Source: an optimization exercise on an open RTL-to-GDS flow (aim: small area, a short achievable clock period and few clock cycles). Production flows keep margins and buffers that such runs may drop.
Function was checked by simulation only, so behaviour that the tests miss may differ from the original.
Some runs may be left out. An edit can pass the tests and still lose a function that they never use.

## flow/design.v in outline (module list and top-level ports)
// module gift_shop_part1: 202 lines
// module tree_w: 88 lines
// module mul_cs: 822 lines
// module padd54: 248 lines
// module padd18: 60 lines
// module padd17: 57 lines
// module cout20: 44 lines
module gift_shop_part1(
    input clk,
    input rst,
    input [31:0] data_in,
    input valid_in,
    output ready,
    output reg finished,
    output [63:0] result
);
  // ...
==> flow/flow/run.sh <==
#!/bin/bash
set -euo pipefail
R=orfs/results/sky130hd/gift_shop_part1/base
KNOBS=(BUFFER_PORTS_ARGS="-buffer_cell sky130_fd_sc_hd__buf_1" SETUP_SLACK_MARGIN=5.7)
bash standard.sh "${KNOBS[@]}" synth > standard_synth.log 2>&1
cp $R/1_2_yosys.v $R/1_2_yosys.orig.v
python3 flow/polar.py $R/1_2_yosys.orig.v $R/1_2_yosys.v > polar.log 2>&1
rm -f $R/1_synth.odb
bash standard.sh "${KNOBS[@]}" finish > standard_make.log 2>&1
==> flow/flow/polar.py <==
#!/usr/bin/env python3
"""Inverter-aware polarity optimization of a Yosys-written gate netlist.

Full adders are self-dual: FA(~a,~b,~c) = (~sum, ~cout). Flipping a full adder
(inverting all its inputs and outputs) and swapping and2 <-> nand2 drivers lets
most inverters between adders disappear. The function of the netlist does not
change; registers and ports are untouched.

usage: polar.py in.v out.v
"""
import re, sys
from collections import defaultdict

OUT_PINS = {"X", "Y", "Q", "Q_N", "SUM", "COUT", "HI", "LO"}
P = "sky130_fd_sc_hd__"
PAIRS = [("and2", "nand2"), ("or2", "nor2"), ("and3", "nand3"), ("or3", "nor3"), ("xor2", "xnor2"),
         ("a21o", "a21oi"), ("o21a", "o21ai"), ("a22o", "a22oi"), ("o22a", "o22ai"), ("a31o", "a31oi"),
         ("a211o", "a211oi"), ("o211a", "o211ai"), ("mux2", "mux2i"), ("and4", "nand4"), ("or4", "nor4")]
AREA = {}
def load_areas():
    lib = open("/OpenROAD-flow-scripts/flow/platforms/sky130hd/lib/sky130_fd_sc_hd__tt_025C_1v80.lib").read()
    for m in re.finditer(r'cell \("?sky130_fd_sc_hd__(\w+)"?\)\s*\{', lib):
        seg = lib[m.end():m.end() + 60000]
        AREA[m.group(1)] = float(re.search(r"area\s*:\s*([\d.]+)", seg).group(1))
COMP = {}
def build_comp():
    for a, b in PAIRS:
        for d in ("0", "1", "2", "4"):
            x, y = f"{a}_{d}", f"{b}_{d}"
            if x in AREA and y in AREA:
                COMP[x] = y
                COMP[y] = x

def main(src, dst):
    load_areas()
    build_comp()
    text = open(src).read()
    mstart = text.index("module ")
    # cell instances: type name ( .PIN(net), ... );
    cell_re = re.compile(r"^(\s*)(" + P + r"\w+)\s+(\S+)\s*\((.*?)\);\n", re.S | re.M)
    pin_re = re.compile(r"\.(\w+)\(([^()]*)\)")
    cells = []
    for m in cell_re.finditer(text):
        pins = [(p, n.strip()) for p, n in pin_re.findall(m.group(4))]
        cells.append({"type": m.group(2)[len(P):], "name": m.group(3), "pins": pins,
                      "span": m.span(), "indent": m.group(1)})
    # ports
    hdr = text[mstart:text.index(";", mstart)]
    outports = set(); inports = set()
    for kind, rng, names in re.findall(r"^\s*(input|output)\s+(\[[^\]]*\])?\s*([^;]+);", text, re.M):
        for nm in names.split(","):
            nm = nm.strip()
            if rng:
                hi, lo = map(int, rng[1:-1].split(":"))
                bits = [f"{nm}[{i}]" for i in range(min(hi, lo), max(hi, lo) + 1)]
            else:
                bits = [nm]
            (outports if kind == "output" else inports).update(bits)
    # assigns may alias nets; be conservative: nets used in assigns are fixed
    assigned = set()
    for lhs, rhs in re.findall(r"^\s*assign\s+(.+?)\s*=\s*(.+?);", text, re.M):
        for part in re.findall(r"[\\\w\[\]\.$]+", lhs + " " + rhs):
            assigned.add(part)
    driver = {}
    loads = defaultdict(list)
    for ci, c in enumerate(cells):
        for p, n in c["pins"]:
            if p in OUT_PINS:
                driver[n] = (ci, p)
            else:
                loads[n].append((ci, p))
    def is_inv(c):
        return c["type"].startswith("inv_") or c["type"].startswith("clkinv_")
    # roots: follow inverters back
    def root(n):
        par = 0
        seen = 0
        while n in driver and is_inv(cells[driver[n][0]]) and seen < 10:
            ci = driver[n][0]
            n = dict(cells[ci]["pins"])["A"]
            par ^= 1
            seen += 1
        return n, par
    inv_cells = [ci for ci, c in enumerate(cells) if is_inv(c)]
    # removable inverters: output net internal, not assigned, not a port
    removable = set()
    for ci in inv_cells:
        y = dict(cells[ci]["pins"])["Y"]
        if y in outports or y in assigned or y in inports:
            continue
        removable.add(ci)
    # load requirements: for every non-removable-inverter load pin, (root, parity)
    reqs = []  # (ci, pin, root, parity)
    for ci, c in enumerate(cells):
        if ci in removable:
            continue
        for p, n in c["pins"]:
            if p in OUT_PINS:
                continue
            r, par = root_limited(n, driver, cells, removable)
            reqs.append((ci, p, r, par, n))
    # output ports fed by removable inverters: keep those inverters (mark non-removable)
    for n in list(outports):
        if n in driver and driver[n][0] in removable:
            removable.discard(driver[n][0])
    # recompute after discard
    reqs = []
    for ci, c in enumerate(cells):
        if ci in removable:
            continue
        for p, n in c["pins"]:
            if p in OUT_PINS:
                continue
            r, par = root_limited(n, driver, cells, removable)
            reqs.append((ci, p, r, par, n))
    flippable_fa = {ci for ci, c in enumerate(cells) if c["type"] in ("fa_1", "fa_2", "fa_4")}
    flippable_g = {ci for ci, c in enumerate(cells) if c["type"] in COMP}
    x = defaultdict(int)
    by_root = defaultdict(list)
    for i, (ci, p, r, par, n) in enumerate(reqs):
        by_root[r].append(i)
    def drv_flip(r):
        if r in driver:
            ci = driver[r][0]
            if ci in flippable_fa or ci in flippable_g:
                return x[ci]
        return 0
    def need(i):
        ci, p, r, par, n = reqs[i]
        lx = x[ci] if ci in flippable_fa else 0
        return par ^ drv_flip(r) ^ lx
    def root_cost(r):
        return AREA["inv_1"] if any(need(i) for i in by_root[r]) else 0.0
    def cell_cost(ci):
        if ci in flippable_g:
            t = cells[ci]["type"]
            return AREA[COMP[t]] if x[ci] else AREA[t]
        return 0.0
    # roots touched by a cell: its outputs and its input roots
    touch = defaultdict(set)
    for i, (ci, p, r, par, n) in enumerate(reqs):
        if ci in flippable_fa:
            touch[ci].add(r)
    for ci in flippable_fa | flippable_g:
        for p, n in cells[ci]["pins"]:
            if p in OUT_PINS:
                touch[ci].add(n)
    def local(ci):
        return sum(root_cost(r) for r in touch[ci]) + cell_cost(ci)
    before = sum(root_cost(r) for r in by_root) + sum(cell_cost(ci) for ci in flippable_g)
    improved = True
    it = 0
    while improved and it < 50:
        improved = False
        it += 1
        for ci in sorted(flippable_fa | flippable_g):
            c0 = local(ci)
            x[ci] ^= 1
            c1 = local(ci)
            if c1 < c0 - 1e-9:
                improved = True
            else:
                x[ci] ^= 1
    import random
    rnd = random.Random(1)
    # second start: every full adder flipped, with the gates that feed them; keep the better
    def greedy():
        improved = True
        while improved:
            improved = False
            for ci in sorted(flippable_fa | flippable_g):
                c0 = local(ci)
                x[ci] ^= 1
                if local(ci) < c0 - 1e-9:
                    improved = True
                else:
                    x[ci] ^= 1
    def total0():
        return sum(root_cost(r) for r in by_root) + sum(cell_cost(ci) for ci in flippable_g)
    xa = dict(x); ca = total0()
    x.clear()
    feeds_fa = set()
    for i, (ci, p, r, par, n) in enumerate(reqs):
        if ci in flippable_fa and r in driver and driver[r][0] in flippable_g:
            feeds_fa.add(driver[r][0])
    for ci in flippable_fa | feeds_fa:
        x[ci] = 1
    greedy()
    cb = total0()
    print(f"start A {ca:.1f}, start B {cb:.1f}", file=sys.stderr)
    if ca <= cb:
        x.clear(); x.update(xa)
    allc = sorted(flippable_fa | flippable_g)
    def total():
        return sum(root_cost(r) for r in by_root) + sum(cell_cost(ci) for ci in flippable_g)
    best = total(); bestx = dict(x)
    for rnd_i in range(30):
        for ci in rnd.sample(allc, max(1, len(allc) // 20)):
            x[ci] ^= 1
        improved = True
        while improved:
            improved = False
            for ci in allc:
                c0 = local(ci)
                x[ci] ^= 1
                if local(ci) < c0 - 1e-9:
                    improved = True
                else:
                    x[ci] ^= 1
        t = total()
        if t < best - 1e-9:
            best = t; bestx = dict(x)
        else:
            x.clear(); x.update(bestx)
    after = total()
    orig_inv = len(removable) * AREA["inv_1"]
    print(f"removable inverters {len(removable)}, fa {len(flippable_fa)}, gates {len(flippable_g)}; "
          f"cost before {before:.1f} (plus {orig_inv:.1f} of old inverters), after {after:.1f}, iterations {it}",
          file=sys.stderr)
    # rewrite
    def esc(n):
        return n + " " if n.startswith("\\") else n
    new_inv = {}
    extra_wires = []
    out_cells = []
    k = 0
    for r in by_root:
        if any(need(i) for i in by_root[r]):
            nn = f"_polar_n{k}_"
            new_inv[r] = nn
            extra_wires.append(nn)
            out_cells.append(f"  {P}inv_1 _polar_i{k}_ (\n    .A({esc(r)}),\n    .Y({nn})\n  );\n")
            k += 1
    def esc(n):
        return n + " " if n.startswith("\\") else n
    pin_sub = {}
    for i, (ci, p, r, par, n) in enumerate(reqs):
        pin_sub[(ci, p)] = new_inv[r] if need(i) else r
    pieces = []
    last = 0
    for ci, c in enumerate(cells):
        s, e = c["span"]
        pieces.append(text[last:s])
        last = e
        if ci in removable:
            continue
        t = c["type"]
        if ci in flippable_g and x[ci]:
            t = COMP[t]
        pins = []
        for p, n in c["pins"]:
            if p in OUT_PINS:
                if ci in flippable_g and x[ci] and p in ("X", "Y"):
                    p = "Y" if p == "X" else "X"
                pins.append(f".{p}({esc(n)})")
            else:
                pins.append(f".{p}({esc(pin_sub[(ci, p)])})")
        pieces.append(f"{c['indent']}{P}{t} {c['name']} (\n    " + ",\n    ".join(pins) + "\n  );\n")
    pieces.append(text[last:])
    out = "".join(pieces)
    # declare new wires and add new inverters before endmodule
    decl = "".join(f"  wire {w};\n" for w in extra_wires)
    i = out.index(";", out.index("module ")) + 2
    out = out[:i] + decl + out[i:]
    j = out.rindex("endmodule")
    out = out[:j] + "".join(out_cells) + out[j:]
    open(dst, "w").write(out)
    print(f"new inverters {k}, removed {len(removable)}", file=sys.stderr)

def root_limited(n, driver, cells, removable):
    par = 0
    for _ in range(20):
        if n in driver and driver[n][0] in removable:
            n = dict(cells[driver[n][0]]["pins"])["A"]
            par ^= 1
        else:
            break
    return n, par

if __name__ == "__main__":
    main(sys.argv[1], sys.argv[2])
==> flow/standard.sh <==
#!/bin/bash
# synth_recipe.tcl (not shown) runs the flow's synth.tcl, then flattens the netlist and writes it again
# the make line also repeats each setting of config.mk as NAME=value (left out here)
make -C /OpenROAD-flow-scripts/flow DESIGN_CONFIG=/design/flow/config.mk WORK_HOME=/design/flow/orfs CLKGATE_MAP_FILE= SYNTH_SCRIPT=/design/flow/synth_recipe.tcl "${@:-finish}"
==> flow/config.mk <==
export PLATFORM = sky130hd
export DESIGN_NAME = gift_shop_part1
export DESIGN_NICKNAME = gift_shop_part1
export VERILOG_FILES = /design/flow/design.v
export SDC_FILE = /design/flow/constraint.sdc
export NUM_CORES = 4
export LEC_CHECK = 0
export CAP_MARGIN = 20
export CORE_MARGIN = 2
export CORE_UTILIZATION = 40
export CTS_BUF_LIST = sky130_fd_sc_hd__clkbuf_8 sky130_fd_sc_hd__clkbuf_16
export CTS_CLUSTER_DIAMETER = 80
export CTS_CLUSTER_SIZE = 20
export PLACE_DENSITY = 0.6
export SETUP_SLACK_MARGIN = 5
export SLEW_MARGIN = 20
==> flow/constraint.sdc <==
create_clock -name core_clock -period 10.0 [get_ports {clk}]
set_input_delay 2.0000 -clock core_clock [delete_from_list [all_inputs] [get_ports {clk}]]
set_output_delay 2.0000 -clock core_clock [all_outputs]
set_load 0.01 [all_outputs]
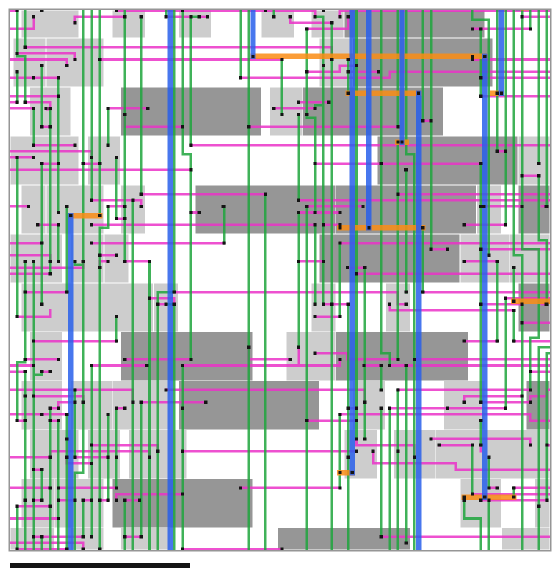
Figure 1: run 1, layout detail.
Bar = 10 um. Region (113, 113) to (143, 143) um. Cells in grey, sequential cells in the stronger grey; small squares are vias.
Green shows M2. Magenta shows M1. Blue shows M4. Orange shows M3.
52 logic cells have their middle in the window. Most frequent: o21ai_0 (11), dfxtp_2 (10). Sequential cells in the window: 12.

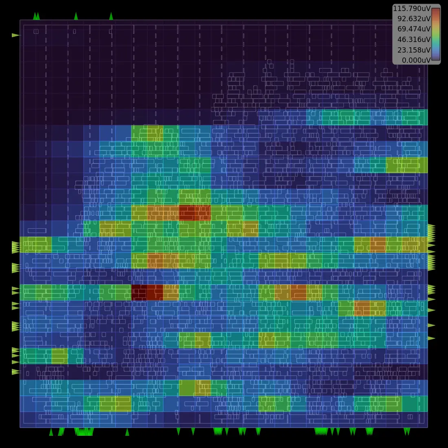
Figure 2: run 1, IR drop over the die.

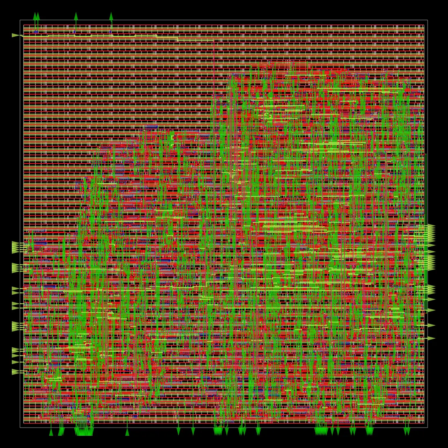
Figure 3: run 1, signal routing as the flow saved it.
met2 wire length: 35710 um
met1 WL: 29440 um

==> flow_summary.toml, run 1 <==
[timing]
fin_skew_ns = 0.02299
slew_viol_final = 0
relSlewSlack_pct = 29.73
hold_viol = 0
hold_ws_ns = 0.3353
fmax_mhz = 234.8
tightest_slew_ns = 1.053
grt_setup_unrepaired = "true"
setup_viol = 0
setup_slack_ns = 5.741

[critical_path]
worstSetupPathType = "in2out"
cp-end-kind = "output port"
r2r_setup_slack_ns = 5.77
cp_max_fo = 5
worstPathRequired_ns = 8.00
crit_cells = 3
start_kind = "input port"
path_cells = "buf_6 -> inv_1 -> buf_2"
crit_slowest_cell = "buf_2"
worst-path-buf-inv = 3
cpPeakStageDelay_ns = 0.11
reg2reg_depth = 15
critPathTopFamily = "buffers and inverters"

[finish]
largest_register_ffs = 54
final_cell_mix = "360 x and2_1, 358 x fa_1, 160 x edfxtp_1"
drive_above_1_share_pct = 7.716
nets = 2848
area_delta_synth_final_pct = 9.351
final_common_cell = "and2_1"

[clocking]
clk_latency_ns = 0.56
cts_buffers = 23
clkTransAtPathRegs_ns = 0.08
cts_buffer_depth = 3
h-tree-depth = 1
cts_tree = "built"
cts_root_buffer = "clkbuf_16"

[placement]
place.gp.congestion = 0.9233
dp_hpwl_um = 52460

[run]
max_cap_viol_count = 0

[die]
die_h_um = 256.1
start_util_pct = 40.38
core_area_mm2 = 0.06297
die_area_mm2 = 0.06559
ios = 101
die_w_um = 256.1

[grt]
grt_max_degree = 65
grt_pass1_wl_um = 109100
antenna_found_initial = 2
grt_pass1_vias = 18467
gr-usage-all-layers_pct = 21.64

[synthesis]
netlist_area_mm2 = 0.02542
synthCells = 2225
ys_warn_count = 1
syn-mean-instance-area_um2 = 11.43

[drt]
drt-pass1-iter-count = 7
wl_per_cell_um = 22.55
routed_via_density = 5.418
post-route-drc-count = 0

[worst_hold_path]
whs_path_depth = 0
worstHoldPathType = "reg2reg"

[outcome]
status = "complete, no violations"
Testbench counts for the RTL of run 1, summed over its fixed seeds: cycles 6,976.
[run 1: timing repair]
action	CTS	global route
pin swaps	1	10
gates resized for setup	34	15
setup buffers	3	19
cloned	1	3
endpoints found under the setup margin	77	40
hold buffers	0	0
[run 1: per-layer routing]
| metal | GRT usage (%) | vias up | wire length, um |
|---|---|---|---|
| li1 | - | 7642 | - |
| met1 | 27.33 | 8867 | 29440 |
| met2 | 38.12 | 498 | 35710 |
| met3 | 1.971 | 151 | 3062 |
| met4 | 8.821 | 0 | 3203 |
| met5 | 0 | - | 0 |
[run 1: metrics by stage]
step / instances / cell area (um^2)
floorplan: 2234 / 25460
global placement: 3097 / 26620
detailed placement: 3098 / 26630
CTS: 3143 / 27520
global route: 3166 / 27800
finish: 3167 / 27800
[run 1: layout make-up]
| cell class | count | area, um^2 |
|---|---|---|
| well taps | 846 | 1059 |
| fillers | 5910 | 35170 |
| repair buffers | 134 | 785.8 |
| clock inverters | 16 | 125.1 |
| clock buffers | 25 | 614.3 |
| inverters | 113 | 424.2 |
| flip-flops and latches | 322 | 8078 |
| multi-input cells | 1710 | 16710 |
| diodes | 1 | 2.502 |
Figure 4. Where the registers sit (run 1).
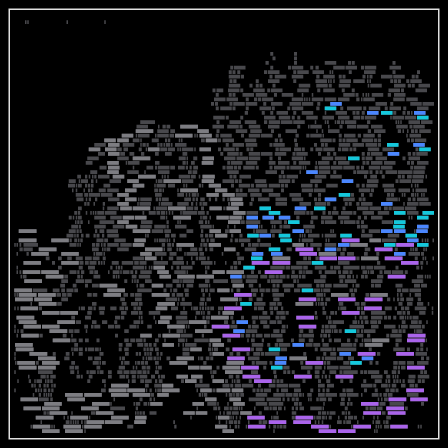

==> run 2, diff against run 1 <==
--- a/flow/design.v
+++ b/flow/design.v
@@ -25,6 +25,7 @@
     reg s1p1, s1p2, s1p3, s2p1, s2p2, s2p3, defer3;
     reg [53:0] acc;
     reg        fresh;        
+    reg        zbase;        
     reg [5:0]  rcnt;
     assign result = {10'd0, acc};
     function [6:0] m10; input [3:0] d;
@@ -132,7 +133,7 @@
     mul_cs mul(.a(xr), .b(yr), .s(ms), .c(mc));
     wire [53:0] ad_s = s2p3 ? {3'd0, scs, 17'd0} : {20'd0, scs};
     wire [53:0] ad_c = s2p3 ? {3'd0, scc, 17'd0} : {20'd0, scc};
-    wire [53:0] base = (s2p1 || fresh) ? 54'd0 : acc;
+    wire [53:0] base = zbase ? 54'd0 : acc;
     wire [53:0] a3s = base ^ ad_s ^ ad_c;
     wire [53:0] a3c = (base & ad_s) | (base & ad_c) | (ad_s & ad_c);
     wire [53:0] sum2;
@@ -163,6 +164,7 @@
         defer3 <= want3 && load1;
         if (r1) fresh <= 1'b1;
         else if (accw) fresh <= 1'b0;
+        zbase <= (s1p1 && !r1) || r1 || (fresh && !accw);
         eph <= valid_in && wc == 2'd1;
         e2 <= eph;
         altp <= valid_in && (wc == 2'd1 ? alte : wc == 2'd2 ? alts : 1'b0);
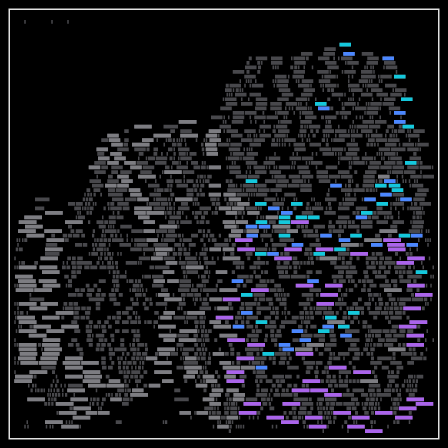
Figure 5: run 2, where the registers sit.
Purple shows acc, placed flops 54. Cyan shows scc, placed flops 33. Blue shows scs, placed flops 34.
final core occ: 44.43%
Seq area share: 28.94%
FF+latch area: 0.008095 mm^2

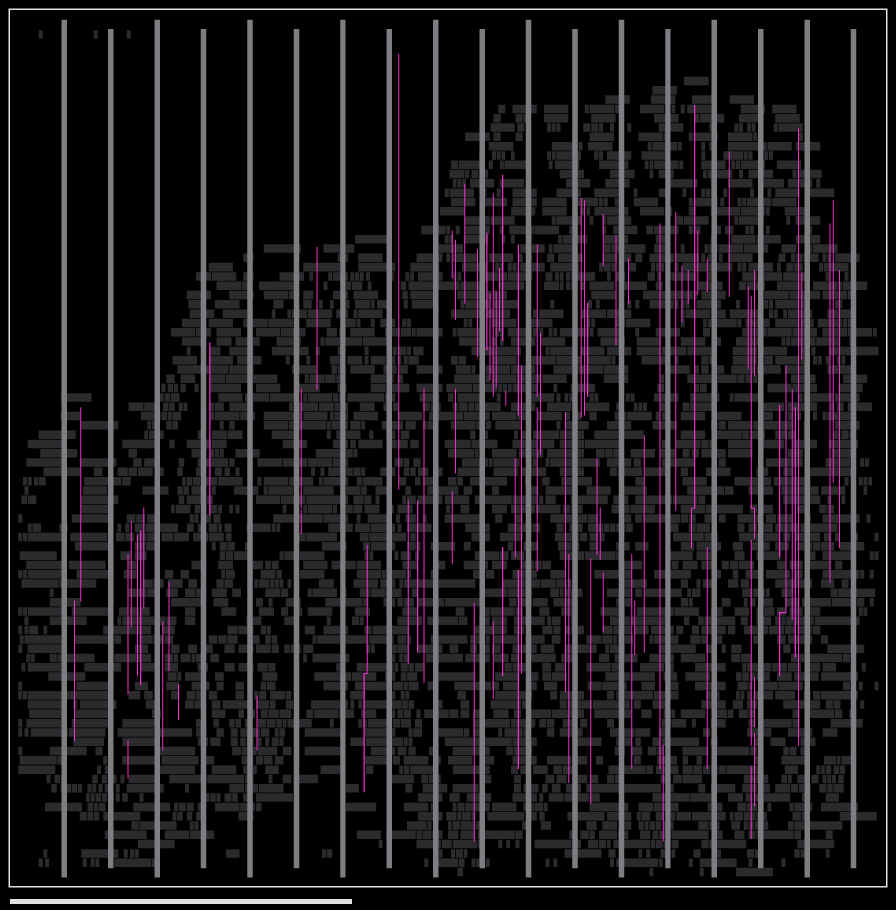
Figure 6: run 2, M4 wires.
Bar = 100 um. Supply wires on this layer in grey. Cells faint in the background.
64 nets have wire on it. The wires run mostly vertical. The longest straight run is 180 um. The layer holds 5.5% of the routed length. The layer carries 3930 um of wire.
total vias in the final route: 17589
drt total wl: 71280 um

==> flow_summary.toml, run 2 <==
[outcome]
status = "complete, no violations"

[drt]
routed_via_density = 5.399
drt-pass1-iter-count = 8
post-route-drc-count = 0
wl_per_cell_um = 21.88
dr_wl_met3_um = 3867
wl_met1_um = 28590
ant_nets = 0
top_layer = "met5"
dr.first_iter.drc_count = 1125
dr_wl_met2_um = 34870

[clocking]
h-tree-depth = 1
clkTransAtPathRegs_ns = 0.07
cts_buffers = 27
clk_latency_ns = 0.60
cts_buffer_depth = 3
cts_root_buffer = "clkbuf_16"
cts_tree = "built"

[die]
die_h_um = 256.0
start_util_pct = 40.35
die_w_um = 256.0
num_rows = 92
die_area_mm2 = 0.06555
core_area_mm2 = 0.06297
ios = 101

[critical_path]
worstPathRequired_ns = 8.00
path_cells = "buf_6 -> inv_1 -> buf_2"
cp-end-kind = "output port"
crit_arrival_ns = 2.26
r2r_setup_slack_ns = 5.77
reg2reg_depth = 14
crit_slowest_cell = "buf_6"
worstSetupPathType = "in2out"
cpPeakStageDelay_ns = 0.11
cp_max_fo = 5
start_kind = "input port"

[grt]
overflow = 0
antenna_found_initial = 1
grt_pass1_wl_um = 109500
grt_pass1_vias = 18747
gr-usage-all-layers_pct = 21.66
grt_max_degree = 66

[timing]
tightest_slew_ns = 1.138
setup_viol = 0
grt_setup_unrepaired = "true"
fin_skew_ns = 0.03705
hold_viol = 0
fmax_mhz = 234.8
fin_crit_sh_pct = 42.59
fin_crit_ns = 4.259
hold_ws_ns = 0.3327
relSlewSlack_pct = 24.08
slew_viol_final = 0

[synthesis]
netlist_area_mm2 = 0.02541
syn-mean-instance-area_um2 = 11.04
ys_warn_count = 1
synthCells = 2301

[placement]
dp_cells = 3177
place.gp.congestion = 0.9354
dp_hpwl_um = 53380

[finish]
final_cell_mix = "358 x fa_1, 304 x nand2_1, 195 x inv_1"
final_common_cell = "fa_1"
n_fill_cell = 5929
area_delta_synth_final_pct = 10.10
drive_above_1_share_pct = 8.416
diodes = 0
final_cells = 3258
largest_register_ffs = 54
nets = 2936

[worst_hold_path]
whs_path_depth = 0
worstHoldPathType = "reg2reg"

[run]
max_cap_viol_count = 0
Testbench counts for the RTL of run 2, summed over its fixed seeds: cycles 6,976.
run 2: metal layers:
layer / track usage, % / vias to the layer above
met5: 0 / -
li1: - / 7843
met1: 26.67 / 8906
met3: 2.981 / 194
met4: 10.56 / 2
met2: 37.43 / 644
run 2: repair_timing:
item	CTS	global route
resized for setup	29	21
buffers inserted	7	22
setup endpoints to repair	62	45
gates cloned	0	3
hold buffers	0	0
endpoints found under the hold margin	0	0
pin swaps	1	9
run 2: metrics by stage:
step / setup slack (ns) / area [um^2]
CTS: 5.700 / 27660
detailed placement: 5.134 / 26640
finish: 5.741 / 27970
global route: 5.660 / 27970
global placement: 5.219 / 26630
floorplan: 5.709 / 25450
run 2: cell type report:
cell class / count / area, um^2 / share of cell area, %
Clock inverter: 22 / 205.2 / 0.7335
Inverter: 190 / 713.2 / 2.549
Timing Repair Buffer: 144 / 828.3 / 2.961
Clock buffer: 27 / 675.6 / 2.415
Tap cell: 846 / 1059 / 3.784
Multi-Input combinational cell: 1706 / 16400 / 58.62
Sequential cell: 323 / 8095 / 28.94
run 2: worst max-delay path, delay by kind of cell:
kind | cells | cell delay [ns]
buf+inv | 3 | 0.26
Figure 7. Port wiring (run 2).
Bar = 100 um.
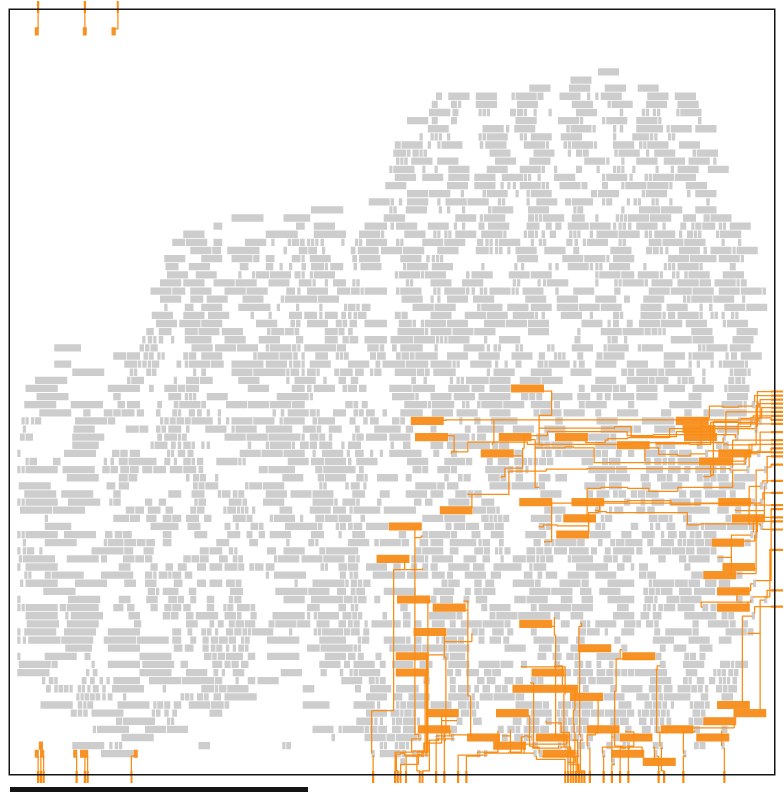

==> run 3, diff against run 2 <==
--- a/flow/config.mk
+++ b/flow/config.mk
@@ -8,9 +8,9 @@
 export CAP_MARGIN = 20
 export CORE_MARGIN = 2
 export CORE_UTILIZATION = 40
-export CTS_BUF_LIST = sky130_fd_sc_hd__clkbuf_8 sky130_fd_sc_hd__clkbuf_16
-export CTS_CLUSTER_DIAMETER = 80
-export CTS_CLUSTER_SIZE = 20
+export CTS_BUF_LIST = sky130_fd_sc_hd__clkbuf_16
+export CTS_CLUSTER_DIAMETER = 100
+export CTS_CLUSTER_SIZE = 25
 export PLACE_DENSITY = 0.6
 export SETUP_SLACK_MARGIN = 5
 export SLEW_MARGIN = 20
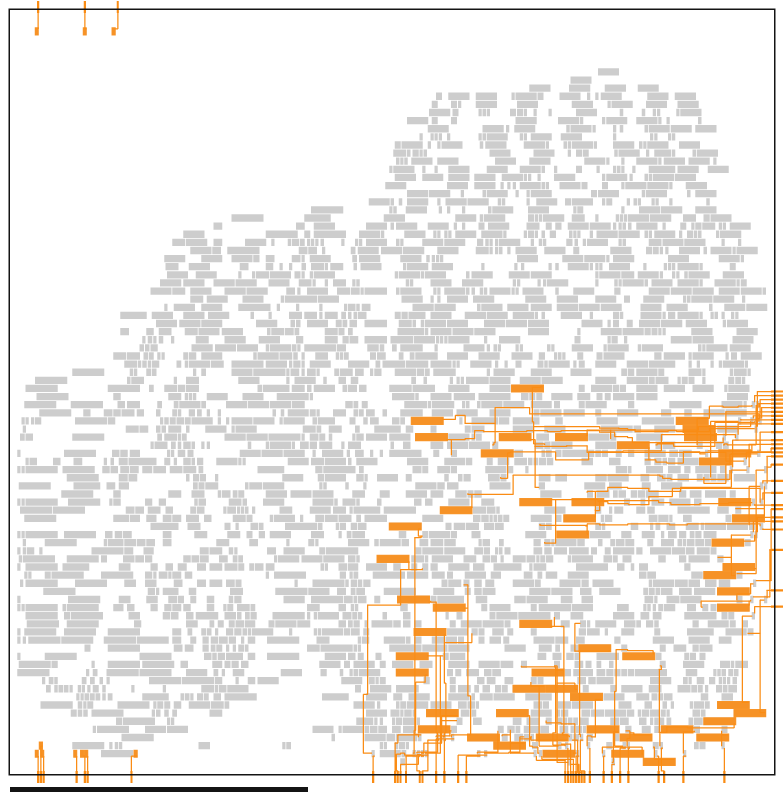
Figure 8: run 3, port wiring.
Bar = 100 um.
Orange shows result, bits 64, direction output, edge 35 bottom, 26 right, 3 top, end cells 64, buffers 54, wire 3080 um.
io pins: 101
PortBufs: 90

==> flow_summary.toml, run 3 <==
[outcome]
status = "complete, no violations"

[critical_path]
reg2reg_depth = 14
worstPathRequired_ns = 8.00
crit_arrival_ns = 2.26
cp-end-kind = "output port"

[clocking]
cts_root_buffer = "clkbuf_16"
clk_latency_ns = 0.56
cts_buffer_depth = 3
h-tree-depth = 1
clkTransAtPathRegs_ns = 0.10
cts_tree = "built"
cts_buffers = 19

[timing]
tightest_slew_ns = 1.170
fin_skew_ns = 0.02636
fin_crit_ns = 4.259
grt_setup_unrepaired = "true"
hold_viol = 0
fmax_mhz = 234.8
hold_ws_ns = 0.3354
relSlewSlack_pct = 21.90

[die]
die_h_um = 256.0
core_area_mm2 = 0.06297
start_util_pct = 40.35

[synthesis]
synthCells = 2301
ys_warn_count = 1

[grt]
grt_util_met3_pct = 2.575
gr-usage-all-layers_pct = 21.57
grt_pass1_vias = 18626
grt_max_degree = 66
grt.busiest_layer = "met2"

[finish]
stdcell_area_mm2 = 0.02758
drive_above_1_share_pct = 7.573
final_cells = 3237
final_common_cell = "fa_1"

[placement]
place.gp.congestion = 0.9354

[worst_hold_path]
whs_path_depth = 0

[drt]
dr.first_iter.drc_count = 1159
drt-pass1-iter-count = 5
wl_per_cell_um = 21.85
ant_nets = 0

[run]
max_cap_viol_count = 0
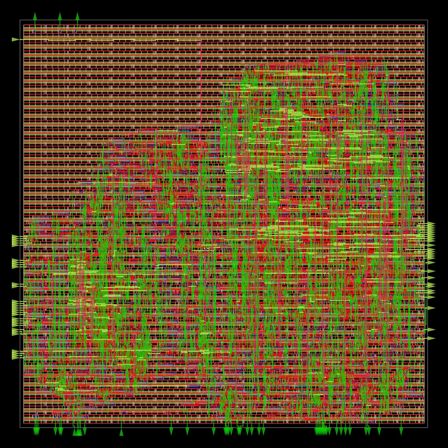
Figure 9: run 3, signal routing as the flow saved it.
met2 wire length: 34560 um
drt total wl: 70720 um
met1 WL: 28470 um
total vias in the final route: 17561

-- run 3: final cells by class --
type / instances / share of cell area (%)
clock inverter: 14 / 0.3901
multi-input combinational: 1706 / 59.41
antenna: 1 / 0.009073
tap: 846 / 3.838
sequential: 323 / 29.35
clock buffer: 19 / 1.724
inverter: 190 / 2.586
timing repair buffer: 138 / 2.699
-- run 3: metrics by stage --
step	util, %	setup WS [ns]
global route	43.80	5.657
floorplan	-	5.709
CTS	43.45	5.700
detailed placement	42.30	5.134
global placement	42.29	5.219
finish	43.80	5.741
-- run 3: what timing repair did --
action	in CTS	in global routing
cloned	0	1
pin swaps	1	6
endpoints found under the setup margin	63	46
resized for setup	27	19
setup buffers	7	18
-- run 3: layer usage --
layer	wire [um]	share of wire [%]
met5	0	0
met4	3855	5.5
met3	3835	5.4
met2	34560	49
met1	28470	40
-- run 3: worst max-delay path, stage by stage --
cell   delay [ns]
buf_6        0.11
inv_1        0.04
buf_2        0.11
Figure 10. Where the registers sit (run 3).
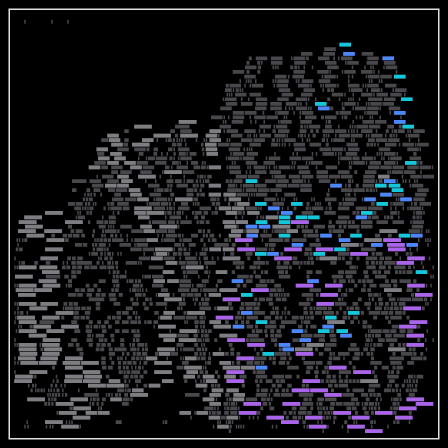

==> run 4, diff against run 3 <==
--- a/flow/design.v
+++ b/flow/design.v
@@ -25,7 +25,6 @@
     reg s1p1, s1p2, s1p3, s2p1, s2p2, s2p3, defer3;
     reg [53:0] acc;
     reg        fresh;        
-    reg        zbase;        
     reg [5:0]  rcnt;
     assign result = {10'd0, acc};
     function [6:0] m10; input [3:0] d;
@@ -133,7 +132,7 @@
     mul_cs mul(.a(xr), .b(yr), .s(ms), .c(mc));
     wire [53:0] ad_s = s2p3 ? {3'd0, scs, 17'd0} : {20'd0, scs};
     wire [53:0] ad_c = s2p3 ? {3'd0, scc, 17'd0} : {20'd0, scc};
-    wire [53:0] base = zbase ? 54'd0 : acc;
+    wire [53:0] base = (s2p1 || fresh) ? 54'd0 : acc;
     wire [53:0] a3s = base ^ ad_s ^ ad_c;
     wire [53:0] a3c = (base & ad_s) | (base & ad_c) | (ad_s & ad_c);
     wire [53:0] sum2;
@@ -164,7 +163,6 @@
         defer3 <= want3 && load1;
         if (r1) fresh <= 1'b1;
         else if (accw) fresh <= 1'b0;
-        zbase <= (s1p1 && !r1) || r1 || (fresh && !accw);
         eph <= valid_in && wc == 2'd1;
         e2 <= eph;
         altp <= valid_in && (wc == 2'd1 ? alte : wc == 2'd2 ? alts : 1'b0);
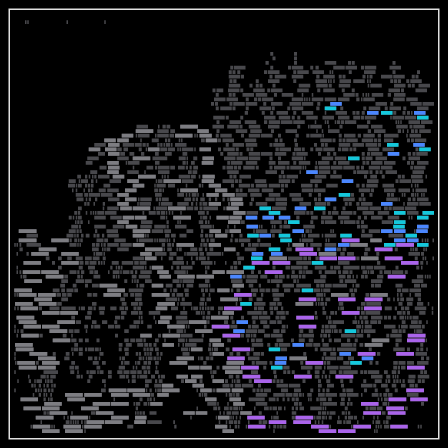
Figure 11: run 4, where the registers sit.
Blue shows scs, placed flops 34. Purple shows acc, placed flops 54. Cyan shows scc, placed flops 33.
Another 201 sequential cells are not coloured.
final core occ: 43.87%
FF+latch area: 0.008078 mm^2
Seq area share: 29.24%

==> flow_summary.toml, run 4 <==
[run]
max_cap_viol_count = 0

[grt]
grt_pass1_vias = 18366
antenna_found_initial = 2
grt_max_degree = 65
grt.busiest_layer = "met2"
grt_util_met3_pct = 1.882
gr-usage-all-layers_pct = 21.52
gr-usage-met1_pct = 27.24
grt_pass1_wl_um = 108400
overflow = 0
use_met2_pct = 38.27

[timing]
relSlewSlack_pct = 30.04
hold_viol = 0
fin_crit_sh_pct = 42.59
fmax_mhz = 234.8
fin_crit_ns = 4.259
tightest_slew_ns = 1.048
grt_setup_unrepaired = "false"
tns_ns = 0
slew_viol_final = 0
setup_viol = 0
fin_skew_ns = 0.02990

[outcome]
status = "complete, no violations"

[clocking]
h-tree-depth = 1
cts.sinks = 322
cts_tree = "built"
clk_latency_ns = 0.54
cts_buffers = 18
postCtsHoldBufs = 0
clkTransAtPathRegs_ns = 0.10
cts_buffer_depth = 3
cts_root_buffer = "clkbuf_16"

[drt]
drt-pass1-iter-count = 7
routed_via_density = 5.421
drt_wl_total_um = 71080
post-route-drc-count = 0
wl_per_cell_um = 22.54
dr.first_iter.drc_count = 1183
ant_nets = 0
num_vias = 17099

[critical_path]
worstPathRequired_ns = 8.00
cp_max_fo = 5
worstSetupPathType = "in2out"
start_kind = "input port"
r2r_setup_slack_ns = 5.87
crit_arrival_ns = 2.26
cp-end-kind = "output port"
reg2reg_depth = 13

[die]
num_rows = 92
start_util_pct = 40.38
core_area_mm2 = 0.06297
die_w_um = 256.1
die_h_um = 256.1
die_area_mm2 = 0.06559
ios = 101

[finish]
area_delta_synth_final_pct = 8.647
multi_input_area_mm2 = 0.01670
final_common_cell = "and2_1"
largest_register_ffs = 54
final_cell_mix = "360 x and2_1, 358 x fa_1, 160 x edfxtp_1"
drive_above_1_share_pct = 7.106
n_fill_cell = 5925
diodes = 0
nets = 2840

[synthesis]
synthCells = 2225
ys_warn_count = 1
netlist_area_mm2 = 0.02542
syn-mean-instance-area_um2 = 11.43

[placement]
dp_hpwl_um = 52460
place.gp.congestion = 0.9233
io_buffers = 90

[worst_hold_path]
worstHoldPathType = "reg2reg"
whs_path_depth = 0
Testbench counts for the RTL of run 4, summed over its fixed seeds: cycles 6,976.
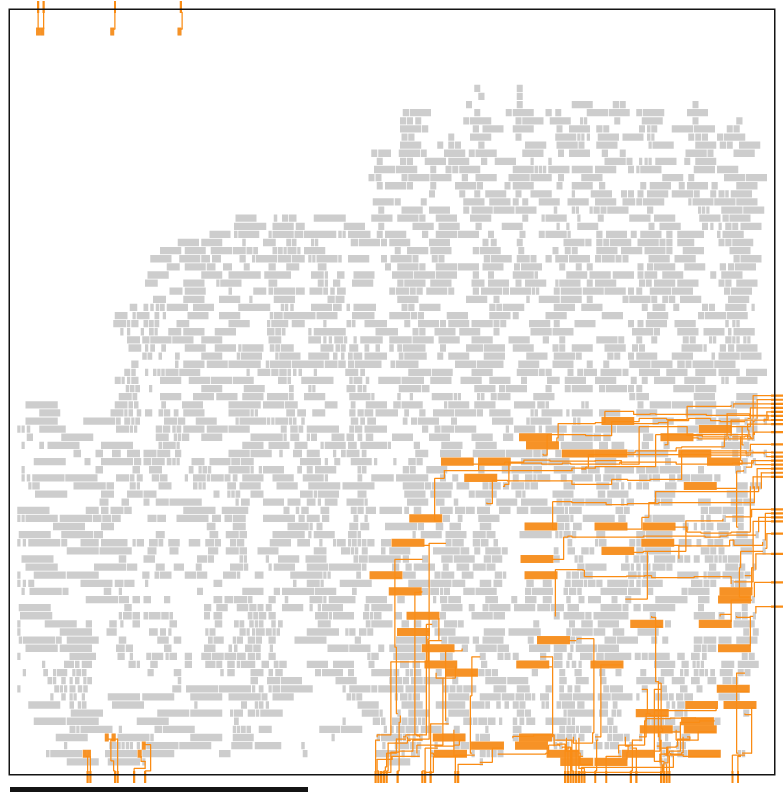
Figure 12: run 4, port wiring.
Bar = 100 um.
Orange shows result, bits 64, direction output, edge 35 bottom, 25 right, 4 top, end cells 64, buffers 54, wire 3210 um.

==> run 4: per-stage QoR <==
step | cell area, um^2 | cells | util (%) | setup WS [ns] | hold WS, ns
2_1_floorplan | 25460 | 2234 | - | 5.858 | 0.3096
3_3_place_gp | 26620 | 3097 | 42.27 | 4.951 | 0.3208
3_5_place_dp | 26630 | 3098 | 42.29 | 4.786 | 0.3198
4_1_cts | 27370 | 3134 | 43.47 | 5.676 | 0.3442
5_1_grt | 27620 | 3154 | 43.87 | 5.676 | 0.3533
6_report | 27620 | 3154 | 43.87 | 5.741 | 0.3399
==> run 4: repair_timing <==
item                                    CTS  global route
pin swaps                                 1             9
gates resized for setup                  33            13
setup buffers                             3            16
endpoints found under the setup margin   75            40
cloned                                    1             3
hold endpoints to repair                  0             0
==> run 4: worst max-delay path, cell delays in order <==
cell	delay, ns
buf_6	0.10
inv_1	0.04
buf_2	0.11
==> run 4: layout make-up <==
type,instances,share of cell area (%)
Multi-Input combinational cell,1710,60.45
Tap cell,846,3.832
Clock inverter,12,0.3624
Timing Repair Buffer,131,2.763
Inverter,113,1.536
Sequential cell,322,29.24
Clock buffer,20,1.812
==> run 4: layer usage <==
layer  vias to the layer above  wire length [um]  share of wire (%)
li1                       7620                 -                  -
met1                      8852             29530                 42
met5                         -                 0                  0
met4                         0              2834                4.0
met3                       136              2911                4.1
met2                       491             35800                 50

-- afterwards: timing with drivers on the ports --
The results above use ideal ports. As a check the final layouts listed here were re-extracted and re-timed, cells and wires unchanged. Step 1: set_driving_cell puts a clkbuf_16 on clk and a buf_2 on each other input, an assumption about the parent block. Step 2 times the ports against the registers' clock, not the clock port: input delays grow and output delays shrink by t, the midpoint of the rising clock arrivals with the driver on. a / b / c = ideal ports / drivers / drivers and shift; a / b = the first two.
| run | shift t [ns] | slack for setup (ns) | worst hold slack (ns) | worst setup path after step 2 | worst slew at a driven data input, ns |
|---|---|---|---|---|---|
| run 1 | 0.615 | 5.741 / 5.708 / 5.643 | 0.335 / 0.335 / 0.335 | input to register | 0.04 |
| run 2 | 0.636 | 5.741 / 5.709 / 5.629 | 0.333 / 0.333 / 0.333 | input to register | 0.04 |
| run 3 | 0.607 | 5.741 / 5.709 / 5.638 | 0.335 / 0.335 / 0.335 | input to register | 0.04 |
| run 4 | 0.595 | 5.741 / 5.709 / 5.653 | 0.340 / 0.340 / 0.340 | input to register | 0.04 |
After both steps setup and hold are still met in every run listed. The setup slack of run 2, which loses most, moves by -0.032 ns with the drivers and by -0.112 ns with both steps.
